What follows belongs to an exercise in optimizing a design on an open flow for small area, a short achievable clock period and few clock cycles; a production flow would make more cautious choices.
Only simulation tests tie the RTL to the original design; equivalence was not proved.

==> flow/design.v <==
module adder_fp(
	input logic clk, rst, start, op,
	input logic [31:0] A, B,
	output logic ready, busy,
	output logic [31:0] Y	
);
	logic [3:0] state;  
	parameter idle = 4'd0, active = 4'd1, checkNaN = 4'd2, checkInfinity = 4'd3, oneInfinity = 4'd4, 
		exponentCheck = 4'd5, operation = 4'd6, addition = 4'd7, subtraction = 4'd8, leadingZero = 4'd9, 
		chooseSign = 4'd10, Asign = 4'd11, notAsign = 4'd12, finished = 4'd13;
	logic A_sign, B_sign;
	logic [23:0] A_mantissa, B_mantissa, final_mantissa;
	logic [7:0] A_exponent, B_exponent, final_exponent;
	logic [24:0] output_mantissa;
	always_ff @(posedge clk) begin
		if (rst) begin
			state <= idle;
			ready <= 0;
			busy <= 0;
		end
		else case(state)
			idle: begin
				if (start) begin
					state <= active;
					ready <= 0;
					A_sign <= A[31];
					A_exponent <= A[30:23];
					A_mantissa <= {1'b1, A[22:0]};
					B_sign <= B[31];
					B_exponent <= B[30:23];
					B_mantissa <= {1'b1, B[22:0]};
				end
				else begin
					ready <= 0;
					busy <= 0;
					state <= state;
				end
			end
			active: begin
				busy <= 1;
				state <= checkNaN;
			end
			checkNaN: begin
				if(((A_exponent == 8'b11111111) && (A_mantissa[22:0] > 0)) || ((B_exponent == 8'b11111111) && (B_mantissa[22:0] > 0))) begin
					Y <= {1'b0,8'b11111111,22'b0,1'b1};
					state <= finished;
				end
				else begin
					state <= checkInfinity;
				end
			end
			checkInfinity: begin
				if ((A_exponent == 8'b11111111 && A_mantissa[22:0] == 0) && (B_exponent == 8'b11111111 && B_mantissa[22:0] == 0)) begin
					if (A_sign == B_sign) begin
						Y <= {A_sign, A_exponent, A_mantissa[22:0]};
						state <= finished;
					end
					else begin
						Y <= {1'b0,8'b11111111,22'b0,1'b1};
						state <= finished;
					end
				end
				else begin
					state <= oneInfinity;
				end
			end
			oneInfinity: begin
				if (A_exponent == 8'b11111111 && A_mantissa[22:0] == 0) begin
					Y <= {A_sign, A_exponent, A_mantissa[22:0]};
					state <= finished;
				end
				else if (B_exponent == 8'b11111111 && B_mantissa[22:0] == 0) begin
					Y <= {B_sign, B_exponent, B_mantissa[22:0]};
					state <= finished;
				end
				else begin
					state <= exponentCheck;
				end
			end
			exponentCheck: begin
				if (A_exponent < B_exponent) begin
					A_mantissa <= A_mantissa >> (B_exponent - A_exponent);
					final_exponent <= B_exponent;
				end
				else begin 
					B_mantissa <= B_mantissa >> (A_exponent - B_exponent);
					final_exponent <= A_exponent;
				end
				state <= operation;
			end
			operation: begin
					if ((!op && !A_sign && !B_sign) || (!op && A_sign && B_sign) || (op && !A_sign && B_sign) || (op && A_sign && !B_sign)) begin
						output_mantissa <= A_mantissa + B_mantissa;
						state <= addition;
					end
					else begin
						state <= subtraction;
					end
			end
			addition: begin
				if (output_mantissa[24] == 1) begin
					final_exponent <= final_exponent + 1;
					if (output_mantissa[0] == 1) begin
						final_mantissa <= output_mantissa[24:1] + 1;
					end
					else begin
						final_mantissa <= output_mantissa[24:1];
					end
					if (final_exponent == 255) begin
						final_mantissa <= 0;
					end
				end
				else begin
					final_mantissa <= output_mantissa[23:0];
				end
				state <= Asign;
			end
			subtraction: begin
				if (A_mantissa < B_mantissa) begin 
					output_mantissa <= B_mantissa - A_mantissa;
					state <= leadingZero;
				end
				else if (B_mantissa < A_mantissa) begin
					output_mantissa <= A_mantissa - B_mantissa;
					state <= leadingZero;
				end
				else begin
						Y <= 0;
						state <= finished;
				end
			end
			leadingZero: begin
				if (output_mantissa[23] != 0) begin
					state <= chooseSign;
				end
				else begin
					output_mantissa <= output_mantissa << 1;
					final_exponent <= final_exponent - 1;
					state <= leadingZero;
				end
			end
			chooseSign: begin
				if (A_mantissa < B_mantissa) begin
					state <= notAsign;
				end
				else begin
					state <= Asign;
				end
				final_mantissa <= output_mantissa[23:0];
			end
			Asign: begin
				Y <= {A_sign, final_exponent, final_mantissa[22:0]};
				state <= finished;
			end
			notAsign: begin
				Y <= {!A_sign, final_exponent, final_mantissa[22:0]};
				state <= finished;
			end
			finished: begin
				ready <= 1;
				state <= idle; 
			end
		endcase
	end
endmodule
module multiplier_fp(
	input logic clk, rst, start,
	input logic [31:0] A, B,
	output logic ready, busy,
	output logic [31:0] Y
);
	logic [3:0] state;  
	parameter idle = 4'd0, active = 4'd1, checkNaN = 4'd2, checkInfinity = 4'd3, oneInfinity = 4'd4, 
		exponentSum = 4'd5, normalize = 4'd6, shift = 4'd7, round = 4'd8, noRound = 4'd9, stillnormalized = 4'd10, 
		normalizeAgain = 4'd11, chooseSign = 4'd12, finished = 4'd13;
	logic A_sign, B_sign;
	logic [23:0] A_mantissa, B_mantissa;
	logic [24:0] final_mantissa;
	logic [7:0] A_exponent, B_exponent;
	logic signed [9:0] final_exponent;
	logic [47:0] output_mantissa;
	integer i;
	always_ff @(posedge clk) begin
		if (rst) begin
			state <= idle;
			ready <= 0;
			busy <= 0;
		end
		else case(state)
			idle: begin
				if (start) begin
					state <= active;
					ready <= 0;
					A_sign <= A[31];
					A_exponent <= A[30:23];
					A_mantissa <= {1'b1, A[22:0]};
					B_sign <= B[31];
					B_exponent <= B[30:23];
					B_mantissa <= {1'b1, B[22:0]};
				end
				else begin
					ready <= 0;
					busy <= 0;
					state <= state;
					i <= 0;
				end
			end
			active: begin
				busy <= 1;
				state <= checkNaN;
				i <= 0;
			end
			checkNaN: begin
				if(((A_exponent == 8'b11111111) && (A_mantissa[22:0] > 0)) || ((B_exponent == 8'b11111111) && (B_mantissa[22:0] > 0))) begin
					Y <= {1'b0,8'b11111111,22'b0,1'b1};
					state <= finished;
				end
				else begin
					state <= checkInfinity;
				end
			end
			checkInfinity: begin
				if ((A_exponent == 8'b11111111 && A_mantissa[22:0] == 0) && (B_exponent == 8'b11111111 && B_mantissa[22:0] == 0)) begin
					if (A_sign == B_sign) begin
						Y <= {A_sign, A_exponent, A_mantissa[22:0]};
						state <= finished;
					end
					else begin
						Y <= {1'b0,8'b11111111,22'b0,1'b1};
						state <= finished;
					end
				end
				else begin
					state <= oneInfinity;
				end
			end
			oneInfinity: begin
				if (A_exponent == 8'b11111111 && A_mantissa[22:0] == 0) begin
					Y <= {A_sign, A_exponent, A_mantissa[22:0]};
					state <= finished;
				end
				else if (B_exponent == 8'b11111111 && B_mantissa[22:0] == 0) begin
					Y <= {B_sign, B_exponent, B_mantissa[22:0]};
					state <= finished;
				end
				else begin
					final_exponent <= (A_exponent + B_exponent) - 127;
					state <= exponentSum;
				end
			end
			exponentSum: begin
				if((final_exponent > 254) || (final_exponent < 1)) begin
					Y <= {1'b0,8'b11111111,22'b0,1'b1};
					state <= finished;
				end
				else begin
					output_mantissa <= A_mantissa * B_mantissa;
					state <= normalize;
				end
			end
			normalize: begin
				if (output_mantissa[47] == 1) begin
					i <= 1;  
					state <= shift;
				end
				else begin
					state <= shift;
				end
			end
			shift: begin
				if (i == 1) begin
					final_exponent <= final_exponent + 1;
					output_mantissa <= output_mantissa >> 23;
					state <= round;
				end
				else begin
					output_mantissa <= output_mantissa >> 23;
					state <= noRound;
				end
			end
			round: begin
				if(final_exponent[8] == 1) begin
					Y <= {1'b0,8'b11111111,22'b0,1'b1};
					state <= finished;
				end
				else begin
					if (output_mantissa[0] == 1) begin
						final_mantissa <= output_mantissa[24:1] + 1;
					end
					else begin
						final_mantissa <= output_mantissa[24:1];
					end
				end
				state <= stillnormalized;
			end
			noRound: begin
				final_mantissa <= output_mantissa[23:0];
				state <= chooseSign;
			end
			stillnormalized: begin
				if(final_exponent[8] == 1) begin
					Y <= {1'b0,8'b11111111,22'b0,1'b1};
					state <= finished;
				end
				else if(final_mantissa[24] == 1) begin
					state <= normalizeAgain;
				end
				else begin
					state <= chooseSign;
				end
			end
			normalizeAgain: begin
				if (final_mantissa[0] == 0) begin
					final_mantissa <= final_mantissa >> 1;
					final_exponent <= final_exponent + 1;
					state <= chooseSign;
				end
				else begin
					final_mantissa <= final_mantissa[24:1] + 1;
					final_exponent <= final_exponent + 1;
					state <= stillnormalized;
				end
			end
			chooseSign: begin
				if( A_sign == B_sign ) begin
					Y <= {1'b0, final_exponent[7:0], final_mantissa[22:0]};
				end
				else begin
					Y <= {1'b1, final_exponent[7:0], final_mantissa[22:0]};
				end
				state <= finished;
			end
			finished: begin
				ready <= 1;
				state <= idle; 
			end
		endcase
	end
endmodule
module ALU(
		input logic [31:0] A, B,
		input logic Func,
		input logic clk, rst, start_add, start_mul,
		output logic [31:0] out, 
		output logic ready, ready_add, ready_mul, busy_add, busy_mul
		);
logic [32:0] tempRes;
logic [31:0] add_fp_out;
logic [31:0] mult_fp_out;
adder_fp adder_fp32(clk, rst, start_add, 1'b0, A, B, ready_add, busy_add, add_fp_out);
multiplier_fp mult_fp32(clk, rst, start_mul, A, B, ready_mul, busy_mul, mult_fp_out);
assign ready = Func ? ready_mul : ready_add;
always_comb
begin
	case (Func)
		1'b0: tempRes = {1'b0, add_fp_out};
		1'b1: tempRes = {1'b0, mult_fp_out};
	endcase
	out = tempRes[31:0];
end
endmodule
module lanes(dataA0, dataB0, dataA1, dataB1, dataA2, dataB2, dataA3, dataB3,
				func, clk, rst, start_add, start_mul, result0, result1, result2, result3, ready);
	input logic [31:0] dataA0, dataB0, dataA1, dataB1, dataA2, dataB2, dataA3, dataB3;
	input logic func;
	input logic clk, rst, start_add, start_mul;
	output logic [31:0] result0, result1, result2, result3;
	output logic [3:0] ready;
	logic ready_add0, ready_mul0, busy_add0, busy_mul0;
	logic ready_add1, ready_mul1, busy_add1, busy_mul1;
	logic ready_add2, ready_mul2, busy_add2, busy_mul2;
	logic ready_add3, ready_mul3, busy_add3, busy_mul3;
	ALU alu0(dataA0, dataB0, func, clk, rst, start_add, start_mul, result0, ready[0], ready_add0, ready_mul0, busy_add0, busy_mul0);
	ALU alu1(dataA1, dataB1, func, clk, rst, start_add, start_mul, result1, ready[1], ready_add1, ready_mul1, busy_add1, busy_mul1);
	ALU alu2(dataA2, dataB2, func, clk, rst, start_add, start_mul, result2, ready[2], ready_add2, ready_mul2, busy_add2, busy_mul2);
	ALU alu3(dataA3, dataB3, func, clk, rst, start_add, start_mul, result3, ready[3], ready_add3, ready_mul3, busy_add3, busy_mul3);
endmodule
module vec_fpu(
	input  logic        clk,
	input  logic        rst,
	input  logic        start,
	input  logic        func,
	input  logic [31:0] a0, b0, a1, b1, a2, b2, a3, b3,
	output logic        ready,
	output logic        done,
	output logic [31:0] r0, r1, r2, r3
);
	logic       running;
	logic       func_q;
	logic [3:0] lane_ready, lane_seen, lane_done;
	logic       accept;
	assign accept = start & ready;
	lanes alus(a0, b0, a1, b1, a2, b2, a3, b3,
	           func_q, clk, rst, accept & ~func, accept & func,
	           r0, r1, r2, r3, lane_ready);
	assign lane_done = lane_seen | lane_ready;
	assign done      = running & (&lane_done);
	assign ready     = ~running | done;
	always_ff @(posedge clk) begin
		if (rst) begin
			running   <= 1'b0;
			func_q    <= 1'b0;
			lane_seen <= 4'b0;
		end
		else begin
			if (accept) begin
				running   <= 1'b1;
				func_q    <= func;
				lane_seen <= 4'b0;
			end
			else begin
				if (done)
					running <= 1'b0;
				lane_seen <= lane_done;
			end
		end
	end
endmodule
==> flow/run.sh <==
#!/bin/bash
# synth_recipe.tcl (not shown) runs the flow's synth.tcl, then flattens the netlist and writes it again
# the make line also repeats each setting of config.mk as NAME=value (left out here)
make -C /OpenROAD-flow-scripts/flow DESIGN_CONFIG=/design/flow/config.mk WORK_HOME=/design/flow/orfs CLKGATE_MAP_FILE= SYNTH_SCRIPT=/design/flow/synth_recipe.tcl finish
==> flow/config.mk <==
export PLATFORM = sky130hd
export DESIGN_NAME = vec_fpu
export DESIGN_NICKNAME = vec_fpu
export VERILOG_FILES = /design/flow/design.v
export SDC_FILE = /design/flow/constraint.sdc
export NUM_CORES = 4
export LEC_CHECK = 0
export CAP_MARGIN = 20
export CORE_MARGIN = 2
export CORE_UTILIZATION = 40
export PLACE_DENSITY = 0.6
export SLEW_MARGIN = 20
==> flow/constraint.sdc <==
create_clock -name core_clock -period 10.0 [get_ports {clk}]
set_input_delay 2.0000 -clock core_clock [delete_from_list [all_inputs] [get_ports {clk}]]
set_output_delay 2.0000 -clock core_clock [all_outputs]
set_load 0.01 [all_outputs]
**Top view of the die**

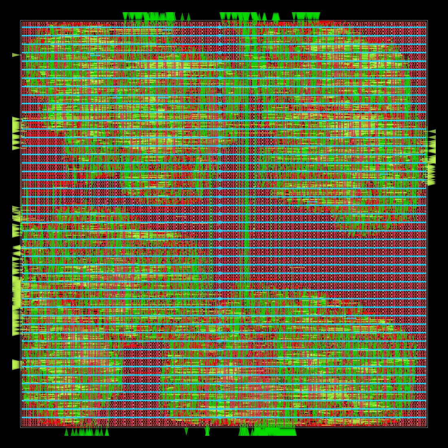
Final Util: 44.1%
Finished Cell Area: 185000 sq um
Final Non-Filler Cells: 24100
chip width: 653 um
DIE AREA: 426000 sq um

**Placed cells, one colour a class**

(1 px per um) Fill, decap, tap and diode cells in grey.
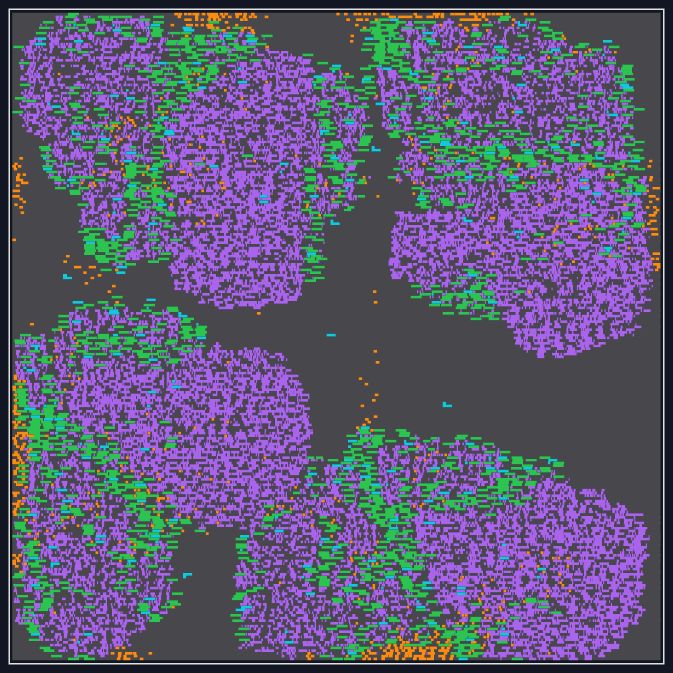
colour	class	cells	share of their area
purple	remaining logic cells	16102	70%
green	sequential cells	1382	23%
cyan	clock drivers and dummy loads	316	3.3%
orange	remaining buffers and delay cells	778	3.8%
core area: 420000 sq um
Site Rows: 238
Seq area share: 22.2%

==> results by group <==
STA
  • RSZ-0062 raised after global routing: false
  • Post-route minimum period: 8.51 ns
  • Final worst path period share: 85.1%
  • Fin. Hold Viols: 0
  • Max Clock Skew: 0.0659 ns
  • Least-Margin Pin Slew: 1.18 ns
  • Setup_tns: 0 ns
  • Fmax: 0.118 GHz
  • Max-slew violations: 0
  • Slew HR: 21.3%
  • Final setup viols: 0

Clock tree
  • Number of clock buffers inserted by TritonCTS: 174
  • Hold_buf cts: 0
  • CTS resizes: 0
  • Worst-Skew Late Latency: just over 0.9 ns
  • CTS Root Cell: clkbuf_16
  • Post-CTS setup buffers: 0
  • CTS tree: yes
  • Clock buffer depth: 4
  • Clock Sinks: approximately 1400
  • Clock slew at reported path FFs: 0.06 ns
  • Htree depth: 4

Worst setup path
  • CP endpoint kind: register
  • Cells on worst reg2reg path: 26
  • Crit Reg-Reg Startpoint: alus.alu0.mult_fp32.B_mantissa[3]$_DFFE_PP_
  • CP arrival: just over 9 ns
  • Slowest-stage cell, CP: edfxtp_1
  • CP most frequent cell: fa_1
  • CP max FO: 16
  • CP Class: reg2reg
  • Worst setup SP type: register
  • Reg2Reg Setup Slack: 1.49 ns
  • CP delay by family, top: adder cells
  • Critical path required time: 10.60 ns
  • Buf+Inv Stages, Crit Path: 6
  • R2r endpoint: alus.alu0.mult_fp32.output_mantissa[42]$_SDFFCE_PP0P_
  • Delay of the slowest critical-path stage: 0.85 ns

Yosys
  • Synth unique cells: 92
  • Synth area leaders: edfxtp_1 24%, fa_1 23%, ha_1 8.4%
  • Area share of the largest cell type after synthesis: 23.8%
  • Most common cell in the synthesized netlist: inv_1
  • #FFs+latches synth: between 1000 and 1500
  • Sequential fraction of the synthesis area: 24.4%
  • Synthesized area per cell: 9.11 sq um
  • Synth async-reset ratio: 0%
  • Yosys warning total: 4
  • Post-synth EDFFs: approximately 1300
  • Post-Syn Instances: approximately 18000
  • Syn_nets: 21800
  • Main synth FF type: edfxtp_1
  • Leading area contributor after synthesis: edfxtp_1
  • Synth Cell Area: 168000 sq um
  • Synth cell count leaders: 2963 x inv_1, 2200 x nand2_1, 1956 x fa_1

Flow run
  • Max Cap Violations: 0

Placement
  • Final GP Congestion: 0.959
  • Post-Place Cells: roughly 24000
  • IO Port Bufs: between 300 and 400
  • Dpl hpwl: 464000 um

Hold path
  • Min-delay src: alus.alu0.adder_fp32.ready$_SDFFE_PP0P_
  • Hold depth: 2
  • Hold Path End: alus.alu0.adder_fp32.ready$_SDFFE_PP0P_
  • Hold WC Path Type: reg2reg

Finish
  • Area of the multi-input gates: 113000 sq um
  • Final net count: between 20000 and 25000
  • Ratio of cells with drive above 1 in the final layout: 5.73%
  • Reg area: a little over 40000 sq um
  • Fillers: 40800
  • Syn-to-layout area delta: 9.79%

Routing
  • DRT Pass-1 Iters: 14
  • Initial DRC count: 17000
  • Routed Antenna Nets: 0
  • Avg Vias per Cell: 5.73
  • DRC violations left: 0

Global routing
  • Largest net degree at the start of global routing: 69
  • Initial antenna violation count: 37
  • Vias in the first global route: 137000
  • First-pass GRT wire length: 889000 um
  • Grt total ovfl: 0

Run status
  • Outcome: timing/DRC/antenna clean

Floorplan
  • Ports: between 300 and 400
  • Initial core utilization: 40.1%
Testbench counts, summed over its fixed seeds: cycles 19,682.
**Signal wires by layer**

(1 px per um)
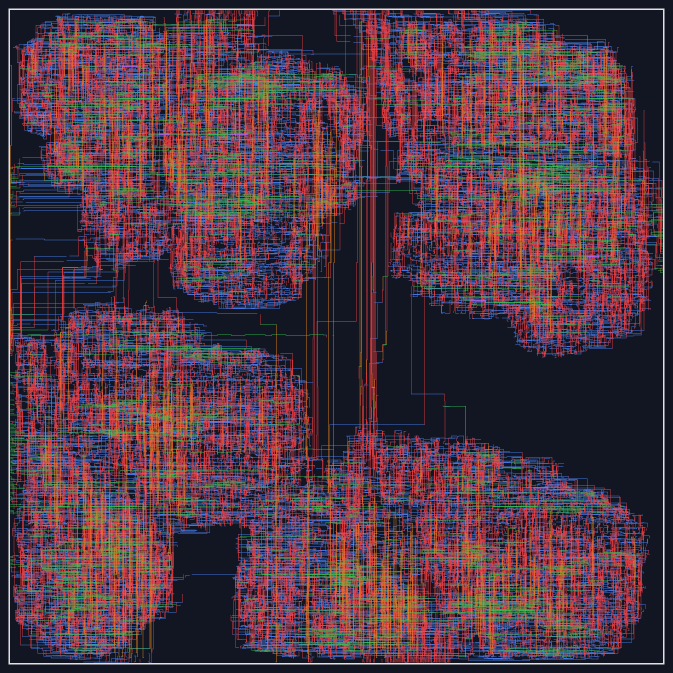
colour	layer	wire length
purple	M5	91.1 um
red	M2	266 mm
orange	M4	30.7 mm
blue	M1	243 mm
green	M3	55.2 mm
Total GRT Usage: 27.5%
DR WL/cell: 24.7 um
via count: 138000
drt total wl: 595000 um

## cell type report
cell class,count,share of cell area [%]
multi-input cells,13100,61.1
flip-flops and latches,1382,22.2
inverters,2978,6.05
well taps,5520,3.74
repair buffers,778,3.70
clock buffers,197,2.44
clock inverters,119,0.725
diodes,20,0.0271
## through the flow
step	hold slack (ns)	area, sq um	setup WS (ns)	utilization, %
6_report	0.491	185000	1.49	44.1
5_1_grt	0.505	185000	1.11	44.1
4_1_cts	0.492	185000	1.54	44.0
3_5_place_dp	0.476	179000	1.56	42.6
3_3_place_gp	0.468	179000	1.74	42.6
2_1_floorplan	0.448	168000	0.814	-
## cell usage in the layout (no fill, tap or decap), types with 307 or more instances in the layout
cell / Yosys / routed
xnor2_1: 312 / 307
nand3_1: 316 / 314
fa_1: 1956 / 1955
o21ai_0: 871 / 869
clkdlybuf4s50_1: 0 / 388
and2_1: 1040 / 1040
inv_1: 2963 / 2962
buf_4: 3 / 384
nor2_1: 1084 / 1067
nand2_1: 2200 / 2200
ha_1: 1132 / 1128
edfxtp_1: 1336 / 1336
a21oi_1: 838 / 833
## worst min-delay path: stages, from the launching register on
cell and delay [ns]:
dfxtp_1 0.31, o21ai_0 0.07, a21oi_1 0.06
## per-layer routing
| metal | track usage (%) | share of wire, % | vias up |
|---|---|---|---|
| li1 | - | - | 61600 |
| met1 | 37.3 | 41 | 68600 |
| met2 | 42.9 | 45 | 6828 |
| met3 | 5.09 | 9.3 | 1294 |
| met4 | 12.1 | 5.2 | 14 |
| met5 | 0 | 0.015 | - |
## kinds of logic after synthesis
kind of cell / share of synthesized area [%]
simple gates: 16.1
flops: 24.4
buf+inv: 8.90
compound gates: 13.1
mux: 3.05
xor+xnor: 2.81
fa+ha+maj: 31.7
## worst max-delay path by stage
stage,startpoint,end,slack (ns),cells after the start
after detailed placement,alus.alu2.mult_fp32.A_mantissa[16]$_DFFE_PP_,alus.alu2.mult_fp32.output_mantissa[47]$_SDFFCE_PP0P_,1.56,25
after floorplan,rst,alus.alu3.mult_fp32.A_exponent[0]$_DFFE_PP_,0.81,3
after CTS,alus.alu2.mult_fp32.A_mantissa[16]$_DFFE_PP_,alus.alu2.mult_fp32.output_mantissa[47]$_SDFFCE_PP0P_,1.54,25
after global routing,alus.alu0.mult_fp32.B_mantissa[3]$_DFFE_PP_,alus.alu0.mult_fp32.output_mantissa[42]$_SDFFCE_PP0P_,1.11,26
final,alus.alu0.mult_fp32.B_mantissa[3]$_DFFE_PP_,alus.alu0.mult_fp32.output_mantissa[42]$_SDFFCE_PP0P_,1.49,26
after global placement,alus.alu0.mult_fp32.B_mantissa[3]$_DFFE_PP_,alus.alu0.mult_fp32.output_mantissa[42]$_SDFFCE_PP0P_,1.74,26
## registers in the layout (all words and copies together) (netlist names), 48 cells and up
name,count
alus.alu0.mult_fp32.output_mantissa,48
alus.alu1.mult_fp32.output_mantissa,48
alus.alu2.mult_fp32.output_mantissa,48
alus.alu3.mult_fp32.output_mantissa,48

[afterwards: timing with drivers on the ports]
The results above use ideal ports. As a check the final layout listed here was re-extracted and re-timed, cells and wires unchanged. Step 1: set_driving_cell puts a clkbuf_16 on clk and a buf_2 on each other input, an assumption about the parent block. Step 2 also shifts input and output timing later by t, the mid clock arrival at the registers, as if the neighbouring blocks saw the same clock. a / b / c = no drivers / after step 1 / after step 2; a / b = the first two.
t (ns): 0.987
setup WS [ns]: 1.494 / 1.494 / 1.494
worst setup path at the end: register to register
clock arrival spread, ns: 0.078 / 0.078
slew at the worst register clock pin (ns): 0.07 / 0.07
After both steps this run still meets setup and hold. The setup slack of this run moves by 0.000 ns with the drivers and by 0.000 ns with both steps.
